Background: an optimization exercise with open tools, aiming at small area. Do not read the settings as production practice.
Where RTL was checked, it was by simulation tests only, not by an equivalence proof against the original.
The series may have gaps, and a smaller design here may also do less where the tests do not look.
No functional check of the RTL was part of run 5.
No activity file was given, so power comes from the tool's default toggle rates.

**Run 1: PDN straps and rails**

Pins as bars on the die edge.
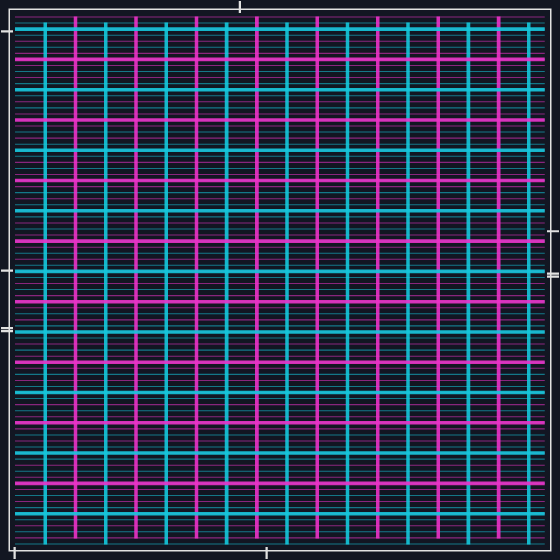
**Run 1: cell classes on the final placement**

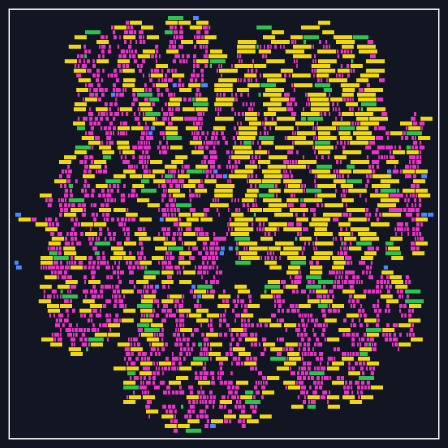
**Run 1: clock network drawn from the DEF**

Bar = 50 microns.
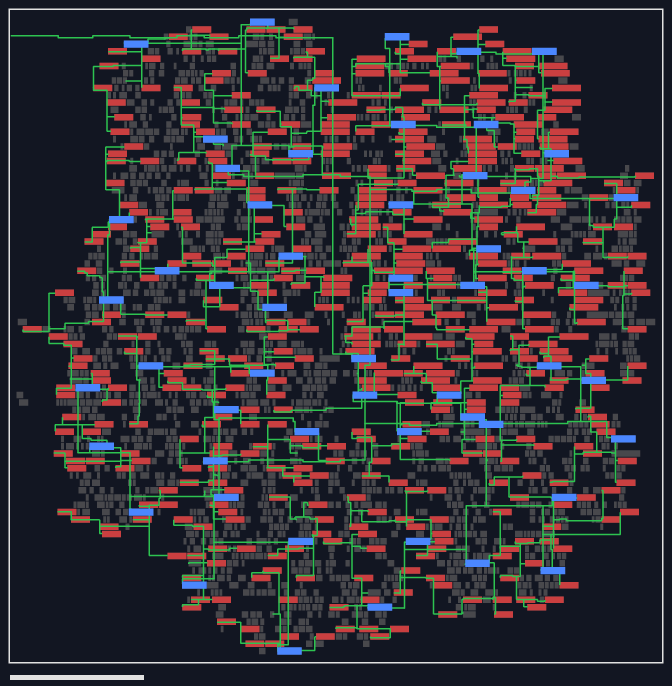
**Run 1: wiring by layer**

Two of the layers only.
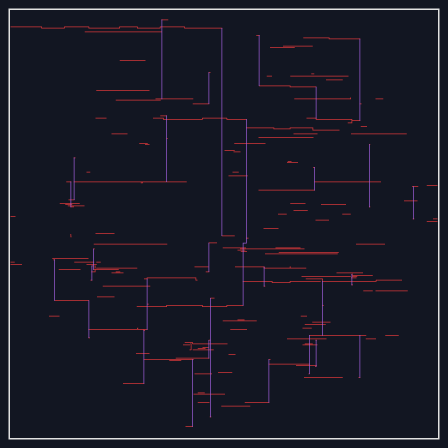
==> design.v <==
module signal_generator #(parameter DELAY = 2,
						  parameter TIMER_SIZE = 63
						  )(input  clk,
							input  rst,
							output reg out);
   reg [TIMER_SIZE:0] counter;
   always @(posedge clk) begin
	  if (rst) begin
		 counter <= 0;
		 out <= 0;
	  end else begin
		 if (counter == DELAY - 1) begin
			out <= 1;
			counter <= 0;
		 end else begin
			out <= 0;
			counter = counter + 1;
		 end
	  end
   end
endmodule
module switch(input  clk,
			  input  rst,
			  input  trigger,
			  output out);
   reg 				 out_reg;
   assign out = out_reg;
   always @(posedge clk)
	 if (rst)
	   out_reg <= 0;
	 else if (trigger)
	   out_reg <= ~out_reg;
endmodule
module interval_switch #(parameter DELAY = 2,
						 parameter TIMER_SIZE = 63
						  )(input  clk,
							input  rst,
							output out);
   wire 						   trigger;
   switch switch(clk, rst, trigger, out);
   signal_generator #(.DELAY(DELAY)) signal_generator(clk, rst, trigger);
endmodule
module edge_detector #(parameter FALL = 1,
					   parameter RISE = 1
					   )(input clk,
						 input rst,
						 input signal,
						 output reg out);
   reg 								prev_signal;
   always @(posedge clk) begin
	  if (rst) begin
		 out <= 0;
	  end else if (RISE && signal && !prev_signal) begin
		 out <= 1;
	  end else if (FALL && !signal && prev_signal) begin
		 out <= 1;
	  end else begin
		 out <= 0;
	  end
	  prev_signal <= signal;
   end
endmodule
module counter(input             clk,
			   input 			 rst,
			   input 			 increment,
			   input 			 trigger,
			   output reg [63:0] out);
   reg [63:0] 					 counter;
   always @(posedge clk) begin
	  if (rst) begin
		 out <= 0;
		 counter <= 0;
	  end else if (trigger) begin
		 out <= counter;
		 counter <= 0;
	  end else if (increment) begin
		 counter = counter + 1;
	  end
   end
endmodule
module pulse_recognizer (input     [14:0] in,
						 output reg [4:0] out);
   always @(*) begin
	  if      (in < 40)                                             out <= 9;
      else if (in > 60       && in < 72)      out <= 1;
      else if (in > 71       && in < 82)      out <= 2;
      else if (in > 81       && in < 92)      out <= 3;
      else if (in > 91       && in < 102)      out <= 4;
      else if (in > 101  && in < 114) out <= 5;
      else if (in > 113  && in < 124) out <= 6;
      else if (in > 123  && in < 135) out <= 7;
      else if (in > 134  && in < 148) out <= 8;
      else                                                                             out <= 0;
   end
endmodule
module pulse_buffer(input                          clk,
					input 						   rst,
					input 						   next,
					input [14:0] pulse,
					output 						   completed,
					output reg [63:0] 			   out);
   reg [4:0] 					   buffer [15:0];
   reg [7:0] 									   index;
   wire 										   last_index = index == 15;
   wire [4:0] 				   recognized_pulse;
   assign completed = last_index;
   integer 							 i;
   pulse_recognizer pulse_recognizer(pulse, recognized_pulse);
   always @(posedge clk) begin
	  if (rst) begin
		 for (i = 0; i < 16; i++) begin
			buffer[i] <= 0;
		 end
		 index <= 0;
		 out <= 0;
	  end else if (next) begin
		 if (index < 16)
		   buffer[index[3:0]] <= recognized_pulse;
		 index <= index + 1;
	  end else if (last_index) begin
		 for (i = 0; i < 16; i++) begin
			out[4*i+:4] <= buffer[i];
		 end
		 index <= 0;
	  end
   end
endmodule
module serial_transmitter(input       clk,
						  input 	  rst,
						  input 	  transmission_clock, 
						  input 	  send,
						  input [7:0] in_data,
						  output 	  transmission,
						  output 	  out_data);
   reg [7:0] 						  index;
   reg [7:0]						  data_buffer;
   reg 								  sending;
   wire 							  current_bit = data_buffer[index];
   wire 							  last_index = index == 7;
   assign transmission = sending;
   assign out_data = current_bit;
   always @(posedge clk) begin
	  if (rst) begin
		 index <= 0;
		 data_buffer <= 0;
		 sending <= 0;
	  end if (send) begin
		 data_buffer <= in_data;
		 sending <= 1;
		 index <= 0;
	  end else if (last_index && transmission_clock) begin
		 index <= 0;
		 sending <= 0;
	  end else if (sending && transmission_clock) begin
		 index <= index + 1;
	  end
   end
endmodule
module data_transmitter(input        clk,
						input 		 rst,
						input 		 send,
						input [63:0] data,
						output 		 busy,
						output 		 transmission,
						output 		 clock,
						output 		 out_data);
   reg [7:0] 						 data_buffer [7:0];
   reg [7:0] 						 index;
   reg 								 state;
   reg 								 new_byte;
   wire [7:0] 						 current_byte = data_buffer[index];
   wire 							 serial_transmitter_busy;
   wire 							 last_index = index == 7;
   wire 							 serial_clk;
   interval_switch #(.DELAY(10)) transmitter_out_clock_generator(clk, rst, clock);
   signal_generator #(.DELAY(10)) serial_generator(clk, rst, serial_clk);
   assign transmission = serial_transmitter_busy;
   assign busy = state == 1 || serial_transmitter_busy;
   integer 							 i;
   always @(posedge clk) begin
	 if (rst) begin
		 index <= -1;
		 new_byte <= 0;
		 state <= 0;
	 end else if (state == 0 && !busy) begin
		 if (send) begin
			state <= 1;
			for (i = 0; i < 8; i++) begin
		 	   data_buffer[i] <= data[8*i+:8];
			end	
		 end
	 end 
	 else if (state == 1) begin
		if (!new_byte && !last_index && serial_clk && !serial_transmitter_busy) begin
		   new_byte <= 1;
		   index <= index + 1;
		end else if (last_index) begin
		   state <= 0;
		   index <= -1;
		   new_byte <=0;
		end else begin
		   new_byte <= 0;
		end
	 end
   end
   serial_transmitter serial_transmitter(.clk(clk),
										 .rst(rst),
										 .transmission_clock(serial_clk),
										 .send(new_byte),
										 .in_data(current_byte),
										 .transmission(serial_transmitter_busy),
										 .out_data(out_data));   
endmodule
module top(input        clk,
		   input 		rst,  
		   input 		btn1, 
		   input 		vive_sensor,
		   output [2:0] led,
		   output 		transmission,
		   output 		clock,
		   output 		data);
   wire 				edge_detected;
   wire 				transmitter_busy;
   wire 				transmitter_clk;
   wire 				transmitter_data;
   wire 				transmission_active; 				   
   wire [63:0] 			counter_wire;
   wire 				every_us;
   signal_generator #(.DELAY(100)) every_us_generator(clk, rst, every_us);
   counter counter(clk, rst, every_us, edge_detected, counter_wire);
   wire [14:0] pulse_duration = counter_wire[14:0];
   wire 						 buffer_ready_wire;
   wire [63:0] 					 pulse_buffer_wire;
   pulse_buffer pulse_buffer(.clk(clk), .rst(rst),
							 .next(edge_detected),
							 .pulse(pulse_duration),
							 .completed(buffer_ready_wire),
							 .out(pulse_buffer_wire));
   data_transmitter data_transmitter(.clk(clk), .rst(rst),
									 .send(buffer_ready_wire),
									 .data(pulse_buffer_wire),
   									 .busy(transmitter_busy),
   									 .transmission(transmission_active),
   									 .out_data(transmitter_data),
   									 .clock(transmitter_clk));
   assign clock        = transmitter_clk;
   assign data         = transmitter_data;
   assign transmission = transmission_active; 				   
   wire 				every_second_switch;
   interval_switch #(.DELAY(1000000)) every_second_switch_generator(clk, rst, every_second_switch);
   edge_detector edge_detector(clk, rst, vive_sensor, edge_detected);
   assign led[0] = transmitter_busy;  
   assign led[1] = every_second_switch;  
   assign led[2] = rst;   
 endmodule
==> run.sh <==
#!/bin/bash
# synth_recipe.tcl (not shown) runs the flow's synth.tcl, then flattens the netlist and writes it again
# the make line also repeats each setting of config.mk as NAME=value (left out here)
make -C /OpenROAD-flow-scripts/flow DESIGN_CONFIG=/design/flow/config.mk WORK_HOME=/design/flow/orfs CLKGATE_MAP_FILE= SYNTH_SCRIPT=/design/flow/synth_recipe.tcl finish
==> config.mk <==
export PLATFORM = sky130hd
export DESIGN_NAME = top
export DESIGN_NICKNAME = top
export VERILOG_FILES = /design/flow/design.v
export SDC_FILE = /design/flow/constraint.sdc
export NUM_CORES = 4
export LEC_CHECK = 0
export CAP_MARGIN = 20
export CORE_MARGIN = 2
export CORE_UTILIZATION = 40
export PLACE_DENSITY = 0.6
export SLEW_MARGIN = 20
==> constraint.sdc <==
create_clock -name core_clock -period 10.0 [get_ports {clk}]
set_input_delay 2.0000 -clock core_clock [delete_from_list [all_inputs] [get_ports {clk}]]
set_output_delay 2.0000 -clock core_clock [all_outputs]
set_load 0.01 [all_outputs]
==> flow_summary_export.csv, run 1 <==
group,metric,value,unit
clocking,max-clock-path-buffers,3,
power,largestPowerGroup,"sequential cells",
sta,finalWorstPathRequiredPeriod,5.09,ns
sta,finalSetupViolCount,0,
hold_path,timing.hold.worst_endpoint,"data_transmitter.data_buffer[0][3]$_DFFE_PP_",
sta,fin_worst_hold_slack,0.422,ns
logic_synthesis,postSynth.asyncResetShare,0,%
logic_synthesis,synthDistinctLibCells,71,
worst_setup_path,worstSetupPathType,"primary input to primary output",
drt,detail-route-antenna-nets,0,
logic_synthesis,synthesis.area,22800,sq um
clocking,ctsHtreeMaxLevel,2,
worst_setup_path,critical_path.endpoint,"led[2]",
logic_synthesis,synth-xor-area-share,5.62,%
floorplanning,cell_row_count,87,
global_route,largest_net_degree_at_the_start_of_global_routing,66,
floorplanning,tap-cell-count,756,
drt,routed_metal_1_wirelength,23.6,mm
global_route,globalRouteMet2Util,28.0,%
place,dp_slack,4.90,ns
global_route,grt_pass1_wl,84.1,mm
worst_setup_path,timing.critical_path.to_type,"primary output",
final_layout,final_util,45.0,%
sta,fin_ws,4.91,ns
power,cellPowerDensity,169,nW/um^2
power,leakagePower,0.00797,uW
final_layout,most_used_cells_in_the_layout_excluding_fill_and_tap_cells,"sky130_fd_sc_hd__dfxtp_1 (385), sky130_fd_sc_hd__nor2_1 (286), sky130_fd_sc_hd__nand2_1 (272), sky130_fd_sc_hd__a21oi_1 (212), sky130_fd_sc_hd__edfxtp_1 (136)",
worst_setup_path,worst-r2r-setup-slack,6.81,ns
final_layout,area_taken_by_multi_input_logic_gates,10400,sq um
final_layout,clk_share,7.28,%
final_layout,num_antenna_cells,0,
clocking,post_cts_hold_buffer_count,0,
logic_synthesis,flop_and_latch_count_out_of_synthesis,521,
place,port-buffer-count,8,
place,placement.cell_area,23500,sq um
drt,met2RoutedLength,23.5,mm
global_route,met3_layer_usage_reported_by_global_route,2.88,%
worst_setup_path,crit-reg2reg-launch,"data_transmitter.serial_generator.counter[3]$_SDFF_PP0_",
power,power.switching_fraction,21.2,%
logic_synthesis,synth_area_per_cell,9.19,sq um
drt,drt-vias-per-instance,5.54,
worst_setup_path,worst_path_largest_cell_delay,0.65,ns
logic_synthesis,post_synth_most_frequent_cells,"sky130_fd_sc_hd__dfxtp_1 (385), sky130_fd_sc_hd__nor2_1 (287), sky130_fd_sc_hd__nand2_1 (272)",
worst_setup_path,r2r.worst_path.cells,6,
worst_setup_path,cp.depth,2,
power,internal_power,3370,uW
logic_synthesis,synth.mux.area_fraction,1.39,%
clocking,numClockSinks,521,
sta,rsz0062_at_grt,"false",
place,gp_congestion,0.815,
floorplanning,die-area,58800,sq um
final_layout,design_area,25300,sq um
worst_setup_path,path_cells,"buf_4 -> clkdlybuf4s50_1",
floorplanning,initial_core_utilization,40.4,%
power,p_sw,908,uW
worst_setup_path,cp_slowest_cell,"sky130_fd_sc_hd__clkdlybuf4s50_1",
floorplanning,io_pins,10,
hold_path,min-delay-path-class,"register to register",
clocking,post_cts_resized,0,
sta,setup_tns,0,ns
worst_setup_path,path_max_fanout,44,
logic_synthesis,netlist.area_leader.share,33.9,%
sta,max-slew-margin-rel,32.2,%
worst_setup_path,worstSetupStartpoint,"rst",
final_layout,syn2layout_area_growth,11.3,%
final_layout,layout_cell_share_with_drive_strength_beyond_1,6.34,%
clocking,worstSkewPairLatency,0.61,ns
drt,drt_first_pass_iters,5,
place,place.detailed.hpwl,32.6,mm
logic_synthesis,synth_top_area_cell,"sky130_fd_sc_hd__dfxtp_1",
final_layout,finalNonFillerCells,3249,
sta,max_clock_freq,197,MHz
final_layout,largest_class,"flip-flops and latches",
sta,tightestPinTransition,1.01,ns
logic_synthesis,synthesis.yosys.warnings,11,
sta,max_slew_vio_count,0,
worst_setup_path,cp_data_arrival_time,3.09,ns
outcome,run_status,"finished clean",
clocking,cts.root.buffer_cell,"sky130_fd_sc_hd__clkbuf_16",
final_layout,layout_commonest_cell,"sky130_fd_sc_hd__dfxtp_1",
clocking,cts_made_buffers,55,
power,pwr-share-clk,47.5,%
logic_synthesis,synth_enable_flop_cells,136,
final_layout,count_of_multi_input_combinational_gates,1795,
logic_synthesis,adder_and_majority_gate_portion_of_the_synthesized_area,0.990,%
clocking,tritoncts,"done",
clocking,clk_pin_slew,0.06,ns
logic_synthesis,synth_flop_cell,"sky130_fd_sc_hd__dfxtp_1",
sta,final_min_period_over_clock_period,50.9,%
logic_synthesis,post_synth_and_or_nand_nor_area_fraction,27.0,%
final_layout,signal_buffers,24,
final_layout,final_nets,2469,
power,pg_seq,2180,uW
power,total_power,4280,uW
final_layout,seq_share,46.6,%
job,maxCapViolCount,0,
place,place_inst,3145,
logic_synthesis,synth_top_family_by_area,"simple AND/OR/NAND/NOR gates",
global_route,globalRoute.busiestLayer,"met2",
drt,drt_first_iter_violations,1083,
global_route,use_met1,22.5,%
logic_synthesis,mappedNetlistNets,2499,
logic_synthesis,instance_count_of_the_mapped_netlist,2477,
final_layout,nonClkBufAreaFrac,0.795,%
power,power_combinational,64.4,uW
worst_setup_path,setup.worst_path.start_class,"primary input",
logic_synthesis,synth_sequential_area_ratio,51.8,%
final_layout,layout.clock_buffers,83,
worst_setup_path,worst_path_dominant_cell_family,"buffers and inverters",
final_layout,fillerInstances,5346,
Back to the opening pictures, 'PDN straps and rails':
- VSS: cyan
- VDD: magenta
- met4 straps: 17
- met5 straps: 17
- rows: 87
Std-Cell Core Area: 56300 sq um
horizontal extent of the die: 243 microns
worst voltage drop across the vdd grid: 0.133 mV

Back to the opening pictures, 'cell classes on the final placement':
- flip-flops: yellow (cells 521; share of their area 48%)
- all other logic: magenta (cells 1845; share of their area 43%)
- clock drivers and dummy loads: green (cells 103; share of their area 7.6%)
- other buffers and delay cells: blue (cells 24; share of their area 0.83%)

Back to the opening pictures, 'clock network drawn from the DEF':
- flip-flops: red (count 521)
- cells driving clock nets: blue (count 55)
- clock wires: green (length 6570 microns)
- flops lie: spread over the die
- routed clock nets: 56

Back to the opening pictures, 'wiring by layer':
- met3: red (wire length 2180 microns)
- met4: purple (wire length 909 microns)
wire length per cell: 15.5 microns
WL final: 50.2 mm
all-layer global routing usage: 16.8%

**Run 1: congestion heat map**

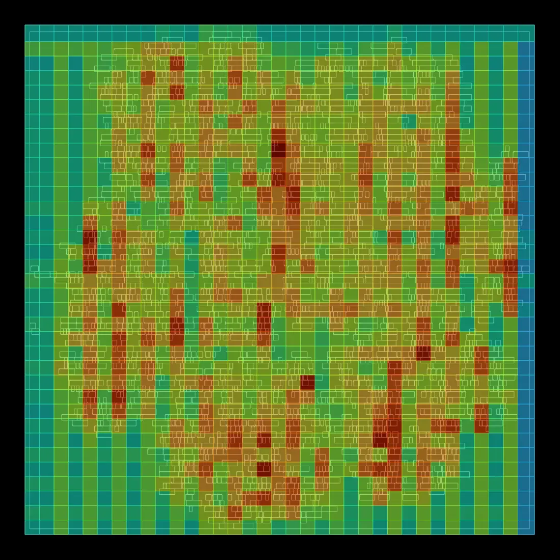

==> run 1 -> run 2 <==
==> design.v (replaced) <==
module top(input        clk,
           input        rst,
           input        btn1,
           input        vive_sensor,
           output [2:0] led,
           output       transmission,
           output       clock,
           output       data);
   reg [3:0]  c10;
   reg        tick;
   reg        clk_out;
   reg [3:0]  c100;
   reg [13:0] cs;
   reg        blink;
   wire c10_end = c10 == 4'd9;
   wire us_tick = tick & (c100 == 4'd9);
   wire s_tick  = us_tick & (cs == 14'd9999);
   always @(posedge clk) begin
      if (rst) begin
         c10 <= 0; tick <= 0; clk_out <= 0; c100 <= 0; cs <= 0; blink <= 0;
      end else begin
         c10  <= c10_end ? 4'd0 : c10 + 4'd1;
         tick <= c10_end;
         if (tick) begin
            clk_out <= ~clk_out;
            c100    <= (c100 == 4'd9) ? 4'd0 : c100 + 4'd1;
         end
         if (us_tick) cs <= (cs == 14'd9999) ? 14'd0 : cs + 14'd1;
         if (s_tick) blink <= ~blink;
      end
   end
   reg prev_sensor, edge_r;
   always @(posedge clk) begin
      prev_sensor <= vive_sensor;
      edge_r      <= !rst && (vive_sensor ^ prev_sensor);
   end
   reg [14:0] cnt;
   reg [3:0]  cls;
   function [3:0] classify(input [14:0] d);
      if      (d < 40)             classify = 4'd9;
      else if (d > 60  && d < 72)  classify = 4'd1;
      else if (d > 71  && d < 82)  classify = 4'd2;
      else if (d > 81  && d < 92)  classify = 4'd3;
      else if (d > 91  && d < 102) classify = 4'd4;
      else if (d > 101 && d < 114) classify = 4'd5;
      else if (d > 113 && d < 124) classify = 4'd6;
      else if (d > 123 && d < 135) classify = 4'd7;
      else if (d > 134 && d < 148) classify = 4'd8;
      else                         classify = 4'd0;
   endfunction
   always @(posedge clk) begin
      if (rst) begin
         cnt <= 0; cls <= 4'd9;
      end else if (edge_r) begin
         cls <= classify(cnt);
         cnt <= 0;
      end else if (us_tick) begin
         cnt <= cnt + 15'd1;
      end
   end
   reg [7:0]  index;
   reg [63:0] pbuf;
   reg [63:0] frame;
   reg        frame_zero;
   wire       complete = index == 8'd15;
   always @(posedge clk) begin
      if (rst) begin
         index <= 0; pbuf[63:60] <= 0; frame_zero <= 1;
      end else if (edge_r) begin
         if (index[7:4] == 0) pbuf[index[3:0]*4 +: 4] <= cls;
         index <= index + 8'd1;
      end else if (complete) begin
         frame <= pbuf; frame_zero <= 0; index <= 0;
      end
   end
   reg        state;      
   reg        nb;         
   reg [2:0]  p;          
   reg        sending;
   reg [2:0]  sidx;
   reg [63:0] txbuf;
   reg        tx_zero;
   reg        hold;
   wire dbit = state && p == 3'd7 ? hold : (txbuf[{p, sidx}] & !tx_zero);
   always @(posedge clk) begin
      if (rst) begin
         state <= 0; nb <= 0; p <= 3'd7; sending <= 0; sidx <= 0; tx_zero <= 1;
      end else begin
         nb <= state & tick & !sending;
         if (!state && !sending && complete) begin
            state   <= 1;
            txbuf   <= frame;
            tx_zero <= frame_zero;
            hold    <= dbit;
         end
         if (nb) begin
            p       <= p + 3'd1;
            sending <= 1;
            if (p == 3'd6) state <= 0;
         end else if (tick && sending) begin
            sidx    <= sidx + 3'd1;
            sending <= sidx != 3'd7;
         end
      end
   end
   assign data         = dbit;
   assign transmission = sending;
   assign clock        = clk_out;
   assign led[0]       = state | sending;
   assign led[1]       = blink;
   assign led[2]       = rst;
endmodule
**Run 2: congestion heat map**

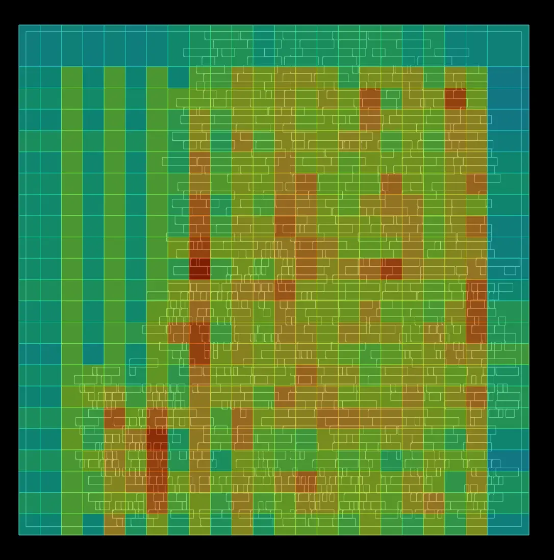
layer with the highest usage: met2
wire length per cell: 16.3 microns
GR Layer Usage met2: 22.6%

**Run 2: wiring by layer**

Two of the layers only.
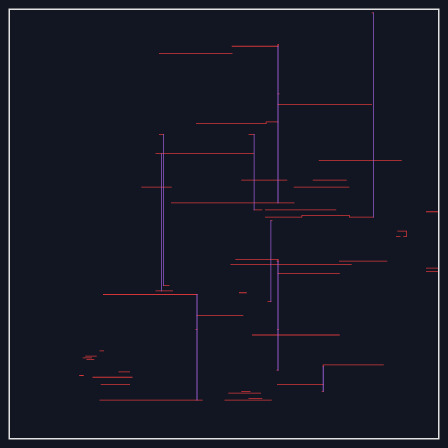
- met4: purple (wire length 404 microns)
- met3: red (wire length 763 microns)
total via count in the routed design: 5717
all-layer global routing usage: 13.6%

==> run 2 against run 1 <==
Critical endpoint is now data. Critical path type is now register to primary output. Area after synthesis fell by 54%. Via count is 68% lower. Final cell count fell by 66%. Total power down 49%. Design area down 54%. Fmax fell by 1.5%.
==> flow_summary_export.csv, run 2 <==
group,metric,value,unit
power,leakagePower,0.00387,uW
final_layout,layout_commonest_cell,"sky130_fd_sc_hd__edfxtp_1",
logic_synthesis,synthDistinctLibCells,55,
place,placement.cell_area,10800,sq um
floorplanning,cell_row_count,59,
logic_synthesis,post_synth_most_frequent_cells,"sky130_fd_sc_hd__edfxtp_1 (189), sky130_fd_sc_hd__nor2_1 (72), sky130_fd_sc_hd__dfxtp_1 (69)",
sta,finalWorstPathRequiredPeriod,5.16,ns
place,place_inst,1060,
final_layout,layout_cell_share_with_drive_strength_beyond_1,16.3,%
worst_setup_path,setup.worst_path.start_class,"register",
sta,final_min_period_over_clock_period,51.6,%
power,cellPowerDensity,186,nW/um^2
sta,fin_worst_hold_slack,0.417,ns
logic_synthesis,synth_enable_flop_cells,189,
final_layout,syn2layout_area_growth,12.2,%
worst_setup_path,cp_data_arrival_time,3.16,ns
global_route,met3_layer_usage_reported_by_global_route,2.10,%
worst_setup_path,path_cells,"buf_4 -> mux4_2 -> nor2b_1 -> a211oi_1 -> a21oi_1 -> a21oi_1 -> o21ai_1 -> clkdlybuf4s50_1",
power,vdd_drop_max,0.125,mV
power,internal_power,1740,uW
logic_synthesis,instance_count_of_the_mapped_netlist,746,
global_route,use_met1,18.5,%
global_route,grt_pass1_wl,29.2,mm
logic_synthesis,synth_top_area_cell,"sky130_fd_sc_hd__edfxtp_1",
worst_setup_path,cp.depth,8,
logic_synthesis,synth-xor-area-share,3.11,%
final_layout,design_area,11700,sq um
drt,routed_metal_1_wirelength,8.36,mm
floorplanning,initial_core_utilization,40.4,%
final_layout,seq_share,60.5,%
outcome,run_status,"finished clean",
sta,setup_tns,0,ns
logic_synthesis,synth_top_family_by_area,"simple AND/OR/NAND/NOR gates",
drt,detail-route-antenna-nets,0,
floorplanning,die_width,165,microns
final_layout,finalNonFillerCells,1108,
drt,drt_first_iter_violations,396,
clocking,worstSkewPairLatency,0.52,ns
floorplanning,die-area,27300,sq um
clocking,tritoncts,"done",
**Run 2: PDN straps and rails**

Pins as bars on the die edge.
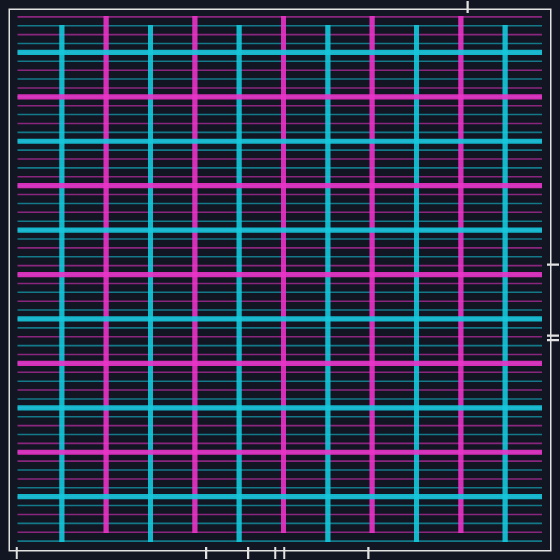

==> run 2 -> run 3 <==
--- a/design.v
+++ b/design.v
@@ -59,19 +59,45 @@
       end
    end
+   function [6:0] pack(input [3:0] a, input [3:0] b);
+      pack = {b[2], (b[3] & !a[3]) ? a[2] : b[1], b[0],
+              !a[3] & (b[3] | a[2]), a[3] ? b[3] : a[1], a[0]};
+      pack[6] = a[3] | b[3];
+   endfunction
+   function [7:0] unpack(input [6:0] c);
+      reg bsmall;
+      begin
+         bsmall = !c[6] | (!c[2] & !c[1]);
+         unpack = {c[6] & (c[2] | c[1]), c[5] & bsmall, c[4] & bsmall, c[3],
+                   c[6] & !c[2], c[2] & (!c[6] | c[4]), c[1] & (!c[6] | c[2]), c[0]};
+      end
+   endfunction
    reg [7:0]  index;
-   reg [63:0] pbuf;
-   reg [63:0] frame;
+   reg [3:0]  even_slot;
+   reg [48:0] pairs;      
+   reg [3:0]  slot15;
+   reg [55:0] frame;      
    reg        frame_zero;
    wire       complete = index == 8'd15;
    always @(posedge clk) begin
       if (rst) begin
-         index <= 0; pbuf[63:60] <= 0; frame_zero <= 1;
+         index <= 0; frame_zero <= 1;
       end else if (edge_r) begin
-         if (index[7:4] == 0) pbuf[index[3:0]*4 +: 4] <= cls;
          index <= index + 8'd1;
       end else if (complete) begin
-         frame <= pbuf; frame_zero <= 0; index <= 0;
+         frame <= {pack(even_slot, slot15), pairs}; frame_zero <= 0; index <= 0;
       end
    end
+   always @(posedge clk)
+     if (edge_r && index[7:4] == 0 && !index[0]) even_slot <= cls;
+   always @(posedge clk)
+     if (rst) slot15 <= 0;
+     else if (edge_r && index == 8'd15) slot15 <= cls;
+   genvar gi;
+   generate
+      for (gi = 0; gi < 7; gi = gi + 1) begin : pair
+         always @(posedge clk)
+           if (edge_r && index == 2*gi+1) pairs[gi*7 +: 7] <= pack(even_slot, cls);
+      end
+   endgenerate
    reg        state;      
    reg        nb;         
@@ -79,8 +105,9 @@
    reg        sending;
    reg [2:0]  sidx;
-   reg [63:0] txbuf;
+   reg [55:0] txbuf;
    reg        tx_zero;
    reg        hold;
-   wire dbit = state && p == 3'd7 ? hold : (txbuf[{p, sidx}] & !tx_zero);
+   wire [7:0] cur_byte = unpack(txbuf[p*7 +: 7]);
+   wire dbit = state && p == 3'd7 ? hold : (cur_byte[sidx] & !tx_zero);
    always @(posedge clk) begin
       if (rst) begin
--- a/config.mk
+++ b/config.mk
@@ -9,4 +9,5 @@
 export CORE_MARGIN = 2
 export CORE_UTILIZATION = 40
+export CTS_BUF_LIST = sky130_fd_sc_hd__clkbuf_4
 export PLACE_DENSITY = 0.6
 export SLEW_MARGIN = 20
**Run 3: PDN straps and rails**

Pins as bars on the die edge.
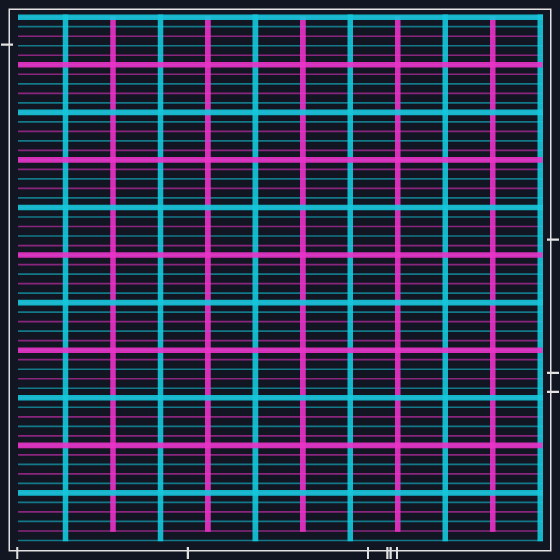
- VSS: cyan
- VDD: magenta
- rows: 55
- met5 straps: 11
- met4 straps: 11

**Run 3: cell classes on the final placement**

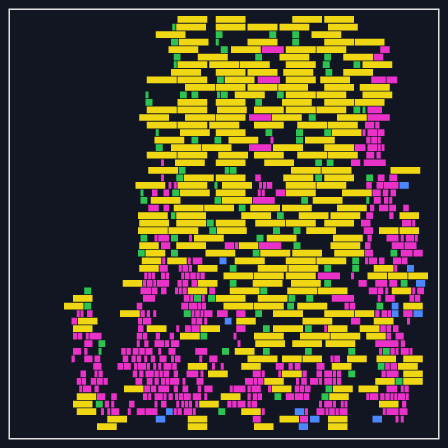
- flip-flops: yellow (cells 235; share of their area 65%)
- clock drivers and dummy loads: green (cells 101; share of their area 7.3%)
- all other logic: magenta (cells 383; share of their area 26%)
- other buffers and delay cells: blue (cells 14; share of their area 1.3%)
final cell area excluding filler cells: 10100 sq um
cell row count: 55
Std-Cell Core Area: 22400 sq um

==> run 3 against run 2 <==
Global-route usage is essentially flat. Design area down 13%. Largest cell class unchanged. Setup slack worse by 0.34 ns. Fmax fell by 6.1%. Critical path type is now primary input to primary output. Utilization fell by 0.16 points.
==> flow_summary_export.csv, run 3 <==
group,metric,value,unit
outcome,run_status,"finished clean",
logic_synthesis,synth_top_area_cell,"sky130_fd_sc_hd__edfxtp_1",
hold_path,timing.hold.worst_endpoint,"frame[18]$_DFFE_PP_",
place,dp_slack,4.48,ns
worst_setup_path,worstSetupStartpoint,"rst",
drt,drt_first_iter_violations,313,
logic_synthesis,post_synth_and_or_nand_nor_area_fraction,12.3,%
floorplanning,die_width,154,microns
power,leakagePower,0.00344,uW
sta,max_slew_vio_count,0,
worst_setup_path,worst_path_largest_cell_delay,0.63,ns
final_layout,area_taken_by_multi_input_logic_gates,2540,sq um
worst_setup_path,r2r.worst_path.cells,4,
sta,tightestPinTransition,0.975,ns
logic_synthesis,synthDistinctLibCells,61,
drt,detail-route-antenna-nets,0,
worst_setup_path,setup.worst_path.start_class,"primary input",
final_layout,largest_class,"flip-flops and latches",
place,gp_congestion,0.851,
drt,vias,5185,
sta,fin_ws,4.50,ns
global_route,grt_use_total,13.6,%
sta,finalWorstPathRequiredPeriod,5.50,ns
power,p_sw,369,uW
worst_setup_path,cp_slowest_cell,"sky130_fd_sc_hd__clkdlybuf4s50_1",
sta,setup_tns,0,ns
final_layout,clk_share,7.03,%
floorplanning,initial_core_utilization,40.3,%
power,pwr-share-clk,41.3,%
worst_setup_path,cp_data_arrival_time,3.50,ns
clocking,tritoncts,"done",
power,pg_seq,1040,uW
place,place_inst,917,
logic_synthesis,synth_enable_flop_cells,166,
logic_synthesis,synth_area_per_cell,14.0,sq um
power,largestPowerGroup,"sequential cells",
worst_setup_path,worst_path_dominant_cell_family,"buffers and inverters",
final_layout,finalNonFillerCells,1019,
clocking,max-clock-path-buffers,3,
global_route,globalRouteMet2Util,23.4,%
sta,max-slew-margin-rel,34.7,%
final_layout,num_antenna_cells,1,
logic_synthesis,synth.mux.area_fraction,5.23,%
worst_setup_path,path_max_fanout,44,
final_layout,signal_buffers,14,
floorplanning,die-area,23800,sq um
sta,rsz0062_at_grt,"false",
power,cellPowerDensity,178,nW/um^2
logic_synthesis,adder_and_majority_gate_portion_of_the_synthesized_area,1.66,%
**Run 3: wiring by layer**

Two of the layers only.
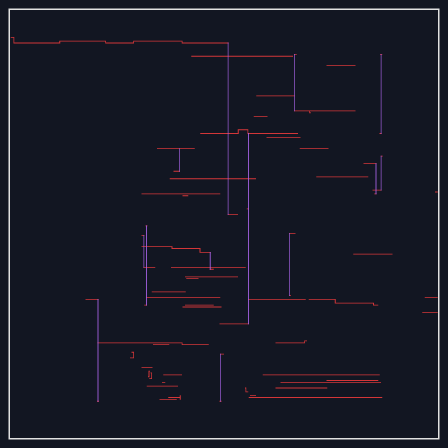

==> run 3 -> run 4 <==
--- a/config.mk
+++ b/config.mk
@@ -9,5 +9,4 @@
 export CORE_MARGIN = 2
 export CORE_UTILIZATION = 40
-export CTS_BUF_LIST = sky130_fd_sc_hd__clkbuf_4
 export PLACE_DENSITY = 0.6
 export SLEW_MARGIN = 20
**Run 4: wiring by layer**

Two of the layers only.
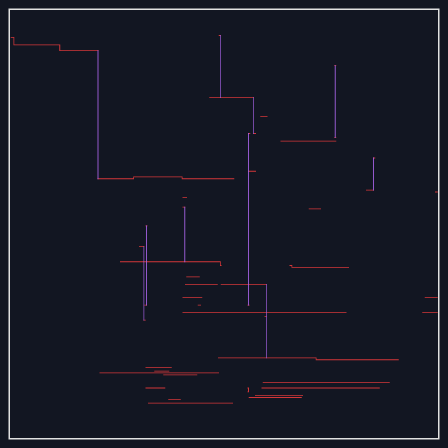
- met4: purple (wire length 282 microns)
- met3: red (wire length 611 microns)

==> run 4 against run 3 <==
Still clean. Final cell count down 5.9%. Non-clock buffer count unchanged. Sequential power about the same. Synthesized cell count unchanged. Clock skew is 0.023 ns lower. Global-route usage fell by 0.41 points. Hold slack gained 0.011 ns. Utilization shrank 0.12 points. Largest power group unchanged.
==> flow_summary_export.csv, run 4 <==
group,metric,value,unit
outcome,run_status,"finished clean",
power,leakagePower,0.00335,uW
sta,fin_ws,4.49,ns
global_route,globalRoute.busiestLayer,"met2",
drt,drt-vias-per-instance,5.17,
final_layout,count_of_multi_input_combinational_gates,376,
final_layout,layout_commonest_cell,"sky130_fd_sc_hd__edfxtp_1",
sta,tightestPinTransition,0.929,ns
sta,final_min_period_over_clock_period,55.1,%
job,maxCapViolCount,0,
power,power.switching_fraction,19.1,%
final_layout,syn2layout_area_growth,11.7,%
worst_setup_path,cp_slowest_cell,"sky130_fd_sc_hd__clkdlybuf4s50_1",
worst_setup_path,worst-r2r-setup-slack,7.23,ns
worst_setup_path,critical_path.endpoint,"led[2]",
logic_synthesis,synth.mux.area_fraction,5.23,%
drt,post_drt_wl_per_cell,15.8,microns
power,power_combinational,19.1,uW
place,placement.cell_area,9410,sq um
logic_synthesis,synth_top_family_by_area,"simple AND/OR/NAND/NOR gates",
worst_setup_path,worstSetupStartpoint,"rst",
worst_setup_path,path_max_fanout,44,
sta,max_clock_freq,182,MHz
final_layout,clk_share,6.80,%
floorplanning,design.core.area,22400,sq um
logic_synthesis,adder_and_majority_gate_portion_of_the_synthesized_area,1.66,%
floorplanning,cell_row_count,55,
logic_synthesis,synth_enable_flop_cells,166,
power,internal_power,1490,uW
place,place.detailed.hpwl,9.82,mm
final_layout,seq_share,63.0,%
final_layout,fillerInstances,1972,
drt,detail-route-antenna-nets,0,
logic_synthesis,synthesis.area,9040,sq um
final_layout,layout.clock_buffers,32,
drt,drt_first_iter_violations,324,
logic_synthesis,instance_count_of_the_mapped_netlist,646,
worst_setup_path,cp.depth,3,
clocking,post_cts_resized,0,
global_route,grt_pass1_wl,25.3,mm
final_layout,signal_buffers,14,
power,vdd_drop_max,0.105,mV
drt,wirelength,15.2,mm
logic_synthesis,postSynth.asyncResetShare,0,%
logic_synthesis,synth_area_per_cell,14.0,sq um
logic_synthesis,synth_flop_cell,"sky130_fd_sc_hd__edfxtp_1",
final_layout,final_util,45.0,%
clocking,cts.root.buffer_cell,"sky130_fd_sc_hd__clkbuf_16",
place,gp_congestion,0.851,
logic_synthesis,flop_and_latch_count_out_of_synthesis,235,
worst_setup_path,timing.critical_path.to_type,"primary output",
power,total_power,1850,uW
place,port-buffer-count,8,
sta,rsz0062_at_grt,"false",
clocking,tritoncts,"done",
global_route,largest_net_degree_at_the_start_of_global_routing,58,
global_route,use_met1,16.8,%
worst_setup_path,cp_data_arrival_time,3.51,ns
final_layout,finalNonFillerCells,959,
floorplanning,die_width,154,microns
logic_synthesis,netlist.area_leader.share,55.1,%
clocking,post_cts_hold_buffer_count,0,
sta,finalSetupViolCount,0,
drt,routed_metal_1_wirelength,6.58,mm
drt,vias,4962,
place,dp_slack,4.48,ns
global_route,grt_use_total,13.2,%
floorplanning,tap-cell-count,285,
logic_synthesis,synth_top_area_cell,"sky130_fd_sc_hd__edfxtp_1",
global_route,met3_layer_usage_reported_by_global_route,2.07,%
final_layout,area_taken_by_multi_input_logic_gates,2540,sq um
worst_setup_path,crit-reg2reg-launch,"index[4]$_SDFFE_PP0P_",
clocking,cts_made_buffers,23,
sta,max-slew-margin-rel,37.8,%
hold_path,min-delay-path-class,"register to register",
power,largestPowerGroup,"sequential cells",
final_layout,design_area,10100,sq um
sta,finalWorstPathRequiredPeriod,5.51,ns
drt,drt_first_pass_iters,4,
place,place_inst,917,
clocking,numClockSinks,235,
power,pg_seq,1040,uW
final_layout,num_antenna_cells,0,
global_route,globalRouteMet2Util,23.2,%
drt,met2RoutedLength,7.71,mm
floorplanning,die-area,23800,sq um
logic_synthesis,mappedNetlistNets,662,
final_layout,final_nets,673,
logic_synthesis,synthesis.yosys.warnings,1,
worst_setup_path,worst_path_dominant_cell_family,"buffers and inverters",
final_layout,layout_cell_share_with_drive_strength_beyond_1,10.2,%
sta,max_slew_vio_count,0,
worst_setup_path,path_cells,"clkdlybuf4s50_1 -> buf_4 -> clkdlybuf4s50_1",
logic_synthesis,synth_sequential_area_ratio,70.4,%
clocking,clk_pin_slew,0.06,ns
**Run 4: clock network drawn from the DEF**

Bar = 50 microns.
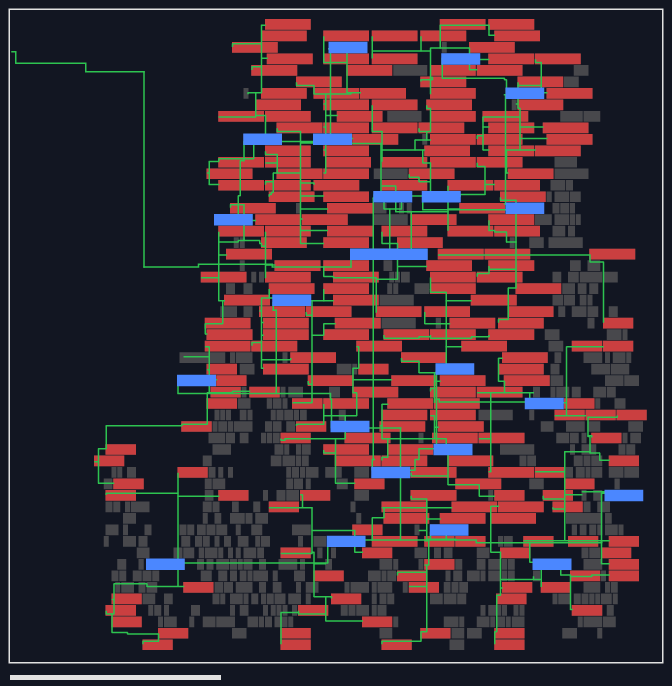
- flip-flops: red (count 235)
- clock wires: green (length 2510 microns)
- cells driving clock nets: blue (count 23)
- routed clock nets: 24
clock power share: 42.6%
Clock net power: 787 uW
Skew-Pair Late Insertion Delay: 0.51 ns
clk_skew: 0.0252 ns

**Run 4: congestion heat map**

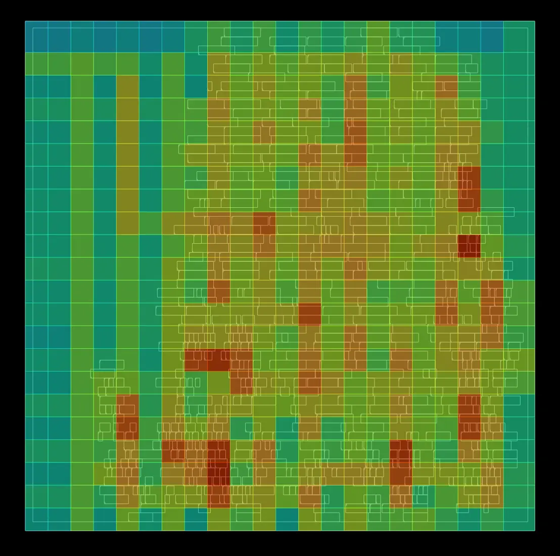

==> run 4 -> run 5 <==
--- a/design.v
+++ b/design.v
@@ -11,12 +11,14 @@
    reg        clk_out;
    reg [3:0]  c100;
-   reg [13:0] cs;
+   reg [13:0] cs;      
    reg        blink;
    wire c10_end = c10 == 4'd9;
    wire us_tick = tick & (c100 == 4'd9);
-   wire s_tick  = us_tick & (cs == 14'd9999);
+   localparam [13:0] CS_SEED = 14'd15416, CS_LAST = 14'd256;
+   wire cs_last = cs == CS_LAST;
+   wire s_tick  = us_tick & cs_last;
    always @(posedge clk) begin
       if (rst) begin
-         c10 <= 0; tick <= 0; clk_out <= 0; c100 <= 0; cs <= 0; blink <= 0;
+         c10 <= 0; tick <= 0; clk_out <= 0; c100 <= 0; cs <= CS_SEED; blink <= 0;
       end else begin
          c10  <= c10_end ? 4'd0 : c10 + 4'd1;
@@ -26,5 +28,5 @@
             c100    <= (c100 == 4'd9) ? 4'd0 : c100 + 4'd1;
          end
-         if (us_tick) cs <= (cs == 14'd9999) ? 14'd0 : cs + 14'd1;
+         if (us_tick) cs <= cs_last ? CS_SEED : {cs[12:0], cs[13] ^ cs[12]};
          if (s_tick) blink <= ~blink;
       end
@@ -89,15 +91,11 @@
    end
    always @(posedge clk)
-     if (edge_r && index[7:4] == 0 && !index[0]) even_slot <= cls;
+     if (edge_r) even_slot <= cls;
    always @(posedge clk)
      if (rst) slot15 <= 0;
      else if (edge_r && index == 8'd15) slot15 <= cls;
-   genvar gi;
-   generate
-      for (gi = 0; gi < 7; gi = gi + 1) begin : pair
-         always @(posedge clk)
-           if (edge_r && index == 2*gi+1) pairs[gi*7 +: 7] <= pack(even_slot, cls);
-      end
-   endgenerate
+   always @(posedge clk)
+     if (edge_r && index[7:4] == 0 && index[0] && index[3:1] != 3'd7)
+       pairs <= {pack(even_slot, cls), pairs[48:7]};
    reg        state;      
    reg        nb;         
--- a/config.mk
+++ b/config.mk
@@ -9,4 +9,7 @@
 export CORE_MARGIN = 2
 export CORE_UTILIZATION = 40
+export CTS_BUF_LIST = sky130_fd_sc_hd__clkbuf_8
+export CTS_CLUSTER_DIAMETER = 60
+export CTS_CLUSTER_SIZE = 20
 export PLACE_DENSITY = 0.6
 export SLEW_MARGIN = 20
**Run 5: congestion heat map**

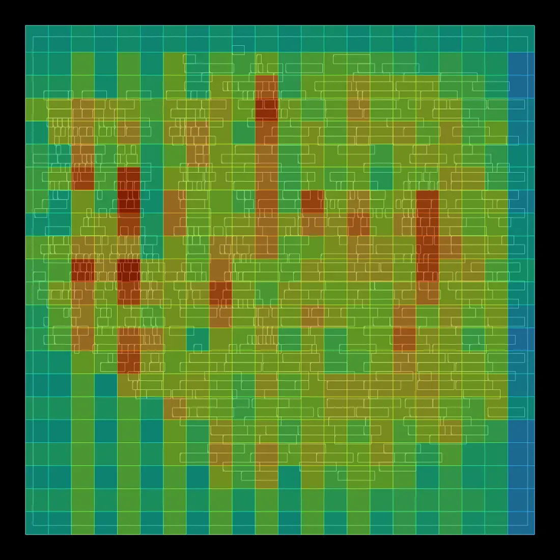
fraction of the core area covered by cells at the end of the flow: 43.8%
met3 layer usage reported by global route: 2.52%
global routing usage on met1: 16.6%

**Run 5: cell classes on the final placement**

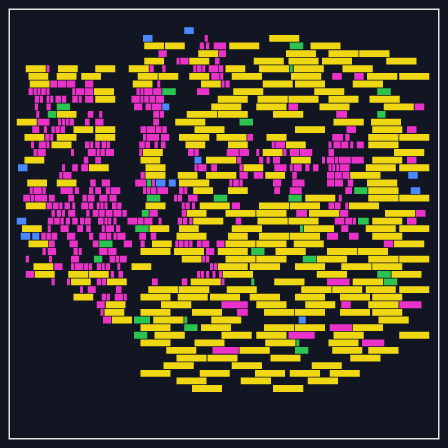
- all other logic: magenta (cells 362; share of their area 26%)
- flip-flops: yellow (cells 235; share of their area 69%)
- other buffers and delay cells: blue (cells 13; share of their area 1.3%)
- clock drivers and dummy loads: green (cells 30; share of their area 3.6%)

==> run 5 against run 4 <==
Routed wire length fell by 4.8%. First-iteration DRC count decreased by 7.7%. Sequential cell count unchanged. Critical path type is now register to primary output. Clock power shrank 38%. Register-to-register slack better by 0.02 ns. Setup slack got worse by 0.096 ns. Global-route usage is 0.82 points lower. Design area is 5.4% lower. Clock skew rose by 0.010 ns. Fmax shrank 1.7%. Sequential share of layout area rose by 3.6 points. Synthesized cell count decreased by 3.4%.
==> flow_summary_export.csv, run 5 <==
group,metric,value,unit
final_layout,finalNonFillerCells,920,
clocking,worstSkewPairLatency,0.53,ns
worst_setup_path,worstSetupStartpoint,"p[0]$_SDFFE_PP1P_",
sta,clock_skew,0.0357,ns
hold_path,min-delay-path-class,"register to register",
logic_synthesis,adder_and_majority_gate_portion_of_the_synthesized_area,1.55,%
final_layout,fillerInstances,1944,
sta,max-slew-margin-rel,46.7,%
logic_synthesis,synth_top_area_cell,"sky130_fd_sc_hd__edfxtp_1",
drt,met2RoutedLength,7.02,mm
drt,vias,4722,
logic_synthesis,synth_area_per_cell,14.2,sq um
final_layout,area_taken_by_multi_input_logic_gates,2330,sq um
place,port-buffer-count,8,
drt,routed_metal_1_wirelength,6.65,mm
floorplanning,die_width,153,microns
power,power_combinational,18.2,uW
power,p_sw,326,uW
power,vdd_drop_max,0.0731,mV
power,total_power,1550,uW
logic_synthesis,post_synth_most_frequent_cells,"sky130_fd_sc_hd__edfxtp_1 (166), sky130_fd_sc_hd__dfxtp_1 (69), sky130_fd_sc_hd__nor2_1 (59)",
global_route,globalRouteMet2Util,20.8,%
sta,fin_worst_hold_slack,0.416,ns
global_route,grt_pass1_wl,23.9,mm
logic_synthesis,synth-xor-area-share,2.67,%
power,pwr-share-clk,31.4,%
place,placement.cell_area,9220,sq um
final_layout,count_of_multi_input_combinational_gates,348,
drt,drt-vias-per-instance,5.13,
worst_setup_path,cp.depth,6,
place,place_inst,890,
logic_synthesis,synth_flop_cell,"sky130_fd_sc_hd__edfxtp_1",
logic_synthesis,post_synth_and_or_nand_nor_area_fraction,11.3,%
final_layout,signal_buffers,13,
worst_setup_path,worst-r2r-setup-slack,7.25,ns
logic_synthesis,synth.mux.area_fraction,4.46,%
floorplanning,io_pins,10,
final_layout,largest_class,"flip-flops and latches",
clocking,clk_pin_slew,0.12,ns
worst_setup_path,timing.critical_path.to_type,"primary output",
worst_setup_path,setup.worst_path.start_class,"register",
clocking,cts_made_buffers,17,
power,largestPowerGroup,"sequential cells",
worst_setup_path,path_cells,"mux4_1 -> mux2_2 -> a211oi_1 -> a311oi_1 -> nor4_2 -> clkdlybuf4s50_1",
final_layout,nonClkBufAreaFrac,1.23,%
global_route,antenna_found_initial,0,
logic_synthesis,instance_count_of_the_mapped_netlist,624,
place,place.detailed.hpwl,8.95,mm
drt,drt_first_pass_iters,4,
logic_synthesis,synthDistinctLibCells,60,
sta,setup_tns,0,ns
final_layout,design_area,9550,sq um
worst_setup_path,r2r.worst_path.cells,6,
sta,fin_ws,4.39,ns
place,dp_slack,4.87,ns
power,leakagePower,0.00330,uW
clocking,max-clock-path-buffers,3,
floorplanning,initial_core_utilization,40.6,%
clocking,numClockSinks,235,
logic_synthesis,synth_sequential_area_ratio,71.8,%
global_route,grt_use_total,12.4,%
logic_synthesis,flop_and_latch_count_out_of_synthesis,235,
worst_setup_path,worst_path_largest_cell_delay,0.85,ns
final_layout,syn2layout_area_growth,7.66,%
final_layout,num_antenna_cells,0,
final_layout,layout_commonest_cell,"sky130_fd_sc_hd__edfxtp_1",
sta,tightestPinTransition,0.800,ns
final_layout,layout.clock_buffers,18,
logic_synthesis,synth_top_family_by_area,"simple AND/OR/NAND/NOR gates",
clocking,ctsHtreeMaxLevel,1,
worst_setup_path,crit-reg2reg-launch,"p[0]$_SDFFE_PP1P_",
final_layout,layout_cell_share_with_drive_strength_beyond_1,8.28,%
logic_synthesis,postSynth.asyncResetShare,0,%
logic_synthesis,mappedNetlistNets,639,
power,pg_seq,1050,uW
drt,post_drt_wl_per_cell,15.7,microns
sta,final_min_period_over_clock_period,56.1,%
sta,finalWorstPathRequiredPeriod,5.61,ns
worst_setup_path,cp_data_arrival_time,3.61,ns
job,maxCapViolCount,0,
hold_path,timing.hold.worst_endpoint,"txbuf[54]$_DFFE_PP_",
sta,finalSetupViolCount,0,
logic_synthesis,synthesis.yosys.warnings,1,
power,cellPowerDensity,162,nW/um^2
drt,detail-route-antenna-nets,0,
floorplanning,tap-cell-count,280,
worst_setup_path,worst_path_dominant_cell_family,"multiplexers",
logic_synthesis,synthesis.area,8870,sq um
power,internal_power,1220,uW
clocking,post_cts_hold_buffer_count,0,
place,gp_congestion,0.803,
final_layout,layout.sequential_cells,235,
final_layout,most_used_cells_in_the_layout_excluding_fill_and_tap_cells,"sky130_fd_sc_hd__edfxtp_1 (166), sky130_fd_sc_hd__dfxtp_1 (69), sky130_fd_sc_hd__nor2_1 (58), sky130_fd_sc_hd__nand2_1 (44), sky130_fd_sc_hd__a21oi_1 (26)",
final_layout,clk_share,3.48,%
worst_setup_path,critical_path.endpoint,"data",
sta,max_slew_vio_count,0,
logic_synthesis,synth_enable_flop_cells,166,
sta,max_clock_freq,178,MHz
floorplanning,die-area,23400,sq um
power,power.switching_fraction,21.0,%
clocking,tritoncts,"done",
global_route,largest_net_degree_at_the_start_of_global_routing,58,
logic_synthesis,netlist.area_leader.share,56.2,%
worst_setup_path,path_max_fanout,14,
power,clock_net_power,487,uW
drt,drt_first_iter_violations,299,
outcome,run_status,"finished clean",
global_route,globalRoute.busiestLayer,"met2",
hold_path,hp-start,"frame[54]$_DFFE_PP_",
**Run 5: wiring by layer**

Two of the layers only.
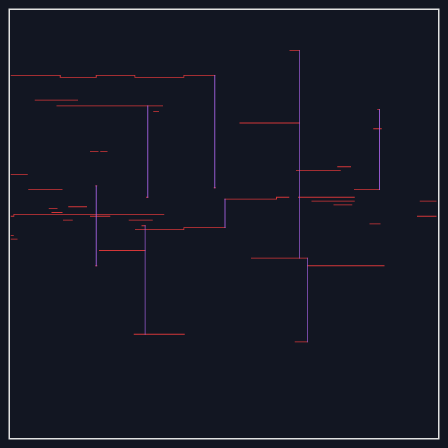

==> run 5 -> run 6 <==
--- a/design.v
+++ b/design.v
@@ -8,24 +8,18 @@
            output       data);
    reg [3:0]  c10;
-   reg        tick;
-   reg        clk_out;
    reg [3:0]  c100;
-   reg [13:0] cs;      
+   reg [13:0] cs;
    reg        blink;
-   wire c10_end = c10 == 4'd9;
+   localparam [13:0] CS_SEED = 14'd15416, CS_LAST = 14'd256;
+   wire tick    = &c10;
    wire us_tick = tick & (c100 == 4'd9);
-   localparam [13:0] CS_SEED = 14'd15416, CS_LAST = 14'd256;
    wire cs_last = cs == CS_LAST;
    wire s_tick  = us_tick & cs_last;
    always @(posedge clk) begin
       if (rst) begin
-         c10 <= 0; tick <= 0; clk_out <= 0; c100 <= 0; cs <= CS_SEED; blink <= 0;
+         c10 <= 4'd5; c100 <= 0; cs <= CS_SEED; blink <= 0;
       end else begin
-         c10  <= c10_end ? 4'd0 : c10 + 4'd1;
-         tick <= c10_end;
-         if (tick) begin
-            clk_out <= ~clk_out;
-            c100    <= (c100 == 4'd9) ? 4'd0 : c100 + 4'd1;
-         end
+         c10 <= tick ? 4'd6 : c10 + 4'd1;
+         if (tick) c100 <= (c100 == 4'd9) ? 4'd0 : c100 + 4'd1;
          if (us_tick) cs <= cs_last ? CS_SEED : {cs[12:0], cs[13] ^ cs[12]};
          if (s_tick) blink <= ~blink;
@@ -131,5 +125,5 @@
    assign data         = dbit;
    assign transmission = sending;
-   assign clock        = clk_out;
+   assign clock        = c100[0];
    assign led[0]       = state | sending;
    assign led[1]       = blink;
**Run 6: wiring by layer**

Two of the layers only.
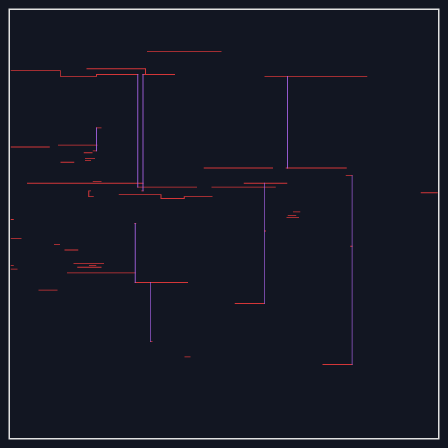
- met4: purple (wire length 275 microns)
- met3: red (wire length 499 microns)
total via count in the routed design: 4606
WL final: 14.0 mm
all-layer global routing usage: 12.0%

==> run 6 against run 5 <==
Critical path depth grew 1. Critical endpoint unchanged. Critical path type unchanged. Combinational power up 18%. Via count down 2.5%. Fmax shrank 0.53%. Highest routed layer unchanged.
==> flow_summary_export.csv, run 6 <==
group,metric,value,unit
clocking,ctsHtreeMaxLevel,1,
worst_setup_path,timing.critical_path.to_type,"primary output",
clocking,tritoncts,"done",
power,pg_seq,1040,uW
outcome,run_status,"finished clean",
final_layout,layout_commonest_cell,"sky130_fd_sc_hd__edfxtp_1",
power,pwr-share-clk,32.4,%
floorplanning,tap-cell-count,280,
drt,drt-vias-per-instance,5.05,
worst_setup_path,setup.worst_path.start_class,"register",
global_route,largest_net_degree_at_the_start_of_global_routing,58,
final_layout,signal_buffers,14,
logic_synthesis,synthDistinctLibCells,65,
sta,tightestPinTransition,0.860,ns
sta,finalWorstPathRequiredPeriod,5.64,ns
final_layout,syn2layout_area_growth,7.87,%
logic_synthesis,synthesis.yosys.warnings,1,
worst_setup_path,path_max_fanout,11,
logic_synthesis,synth_sequential_area_ratio,71.7,%
sta,max_slew_vio_count,0,
final_layout,largest_class,"flip-flops and latches",
final_layout,area_taken_by_multi_input_logic_gates,2320,sq um
sta,fin_worst_hold_slack,0.411,ns
place,place.detailed.hpwl,8.68,mm
sta,fin_ws,4.36,ns
logic_synthesis,synthesis.area,8820,sq um
sta,max_clock_freq,177,MHz
power,largestPowerGroup,"sequential cells",
sta,final_min_period_over_clock_period,56.4,%
place,gp_congestion,0.840,
global_route,use_met1,15.6,%
worst_setup_path,worstSetupPathType,"register to primary output",
power,vdd_drop_max,0.0999,mV
place,placement.cell_area,9160,sq um
sta,rsz0062_at_grt,"false",
sta,setup_tns,0,ns
clocking,cts_made_buffers,18,
final_layout,final_util,43.7,%
logic_synthesis,netlist.area_leader.share,56.5,%
worst_setup_path,cp_data_arrival_time,3.64,ns
worst_setup_path,worst_path_largest_cell_delay,0.79,ns
logic_synthesis,adder_and_majority_gate_portion_of_the_synthesized_area,1.42,%
worst_setup_path,critical_path.endpoint,"data",
final_layout,nonClkBufAreaFrac,1.31,%
logic_synthesis,synth_area_per_cell,14.4,sq um
place,port-buffer-count,8,
sta,max-slew-margin-rel,42.6,%
final_layout,num_antenna_cells,0,
drt,drt_first_iter_violations,333,
clocking,post_cts_hold_buffer_count,0,
worst_setup_path,cp.depth,7,
clocking,worstSkewPairLatency,0.53,ns
logic_synthesis,synth_top_family_by_area,"simple AND/OR/NAND/NOR gates",
global_route,antenna_found_initial,0,
worst_setup_path,worst_path_dominant_cell_family,"buffers and inverters",
final_layout,layout_cell_share_with_drive_strength_beyond_1,11.1,%
floorplanning,initial_core_utilization,40.6,%
logic_synthesis,post_synth_most_frequent_cells,"sky130_fd_sc_hd__edfxtp_1 (166), sky130_fd_sc_hd__dfxtp_1 (67), sky130_fd_sc_hd__nor2_1 (61)",
hold_path,timing.hold.worst_endpoint,"txbuf[52]$_DFFE_PP_",
worst_setup_path,r2r.worst_path.cells,7,
logic_synthesis,synth_top_area_cell,"sky130_fd_sc_hd__edfxtp_1",
logic_synthesis,postSynth.asyncResetShare,0,%
logic_synthesis,synth_flop_cell,"sky130_fd_sc_hd__edfxtp_1",
logic_synthesis,flop_and_latch_count_out_of_synthesis,233,
place,place_inst,880,
clocking,cts.root.buffer_cell,"sky130_fd_sc_hd__clkbuf_8",
place,dp_slack,4.88,ns
worst_setup_path,worst-r2r-setup-slack,7.27,ns
floorplanning,die_width,153,microns
**Run 6: PDN straps and rails**

Pins as bars on the die edge.
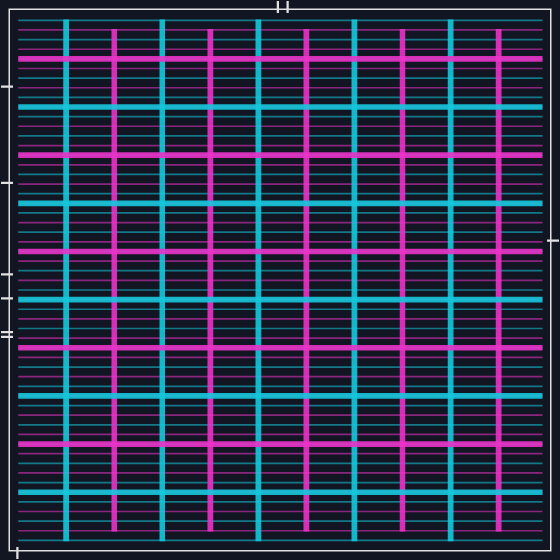
- VSS: cyan
- VDD: magenta
- met4 straps: 10
- signal pins: 10
- met1 rails: 55
- rows: 54
- met5 straps: 10

-- re-timing with driven ports --
Ports are ideal in the flow. The routed layouts listed here were re-timed in OpenROAD.
Step 1 (the two cells are an assumption about what drives the block):
set clk [get_ports {clk}]
set_driving_cell -lib_cell sky130_fd_sc_hd__clkbuf_16 $clk
set_driving_cell -lib_cell sky130_fd_sc_hd__buf_2 [delete_from_list [all_inputs] $clk]
Step 2 also shifts input and output timing later by t, the mid clock arrival at the registers, as if the neighbouring blocks saw the same clock.
Three values: ideal, step 1, step 2; two values: the first two.
run	t (ns)	setup slack, ns	worst hold slack (ns)	worst setup path at the end
run 1	0.665	4.914 / 4.892 / 4.892	0.422 / 0.422 / 0.422	input to output
run 2	0.564	4.835 / 4.789 / 4.975	0.417 / 0.417 / 0.417	input to output
run 3	0.680	4.498 / 4.474 / 4.474	0.396 / 0.396 / 0.396	input to output
run 4	0.536	4.491 / 4.466 / 4.466	0.407 / 0.407 / 0.407	input to output
run 5	0.545	4.394 / 4.357 / 4.902	0.416 / 0.416 / 0.416	register to output
run 6	0.546	4.364 / 4.328 / 4.874	0.411 / 0.411 / 0.411	register to output
After both steps setup and hold are still met in every run listed. The setup slack of run 4, which loses most, moves by -0.025 ns with the drivers and by -0.025 ns with both steps.
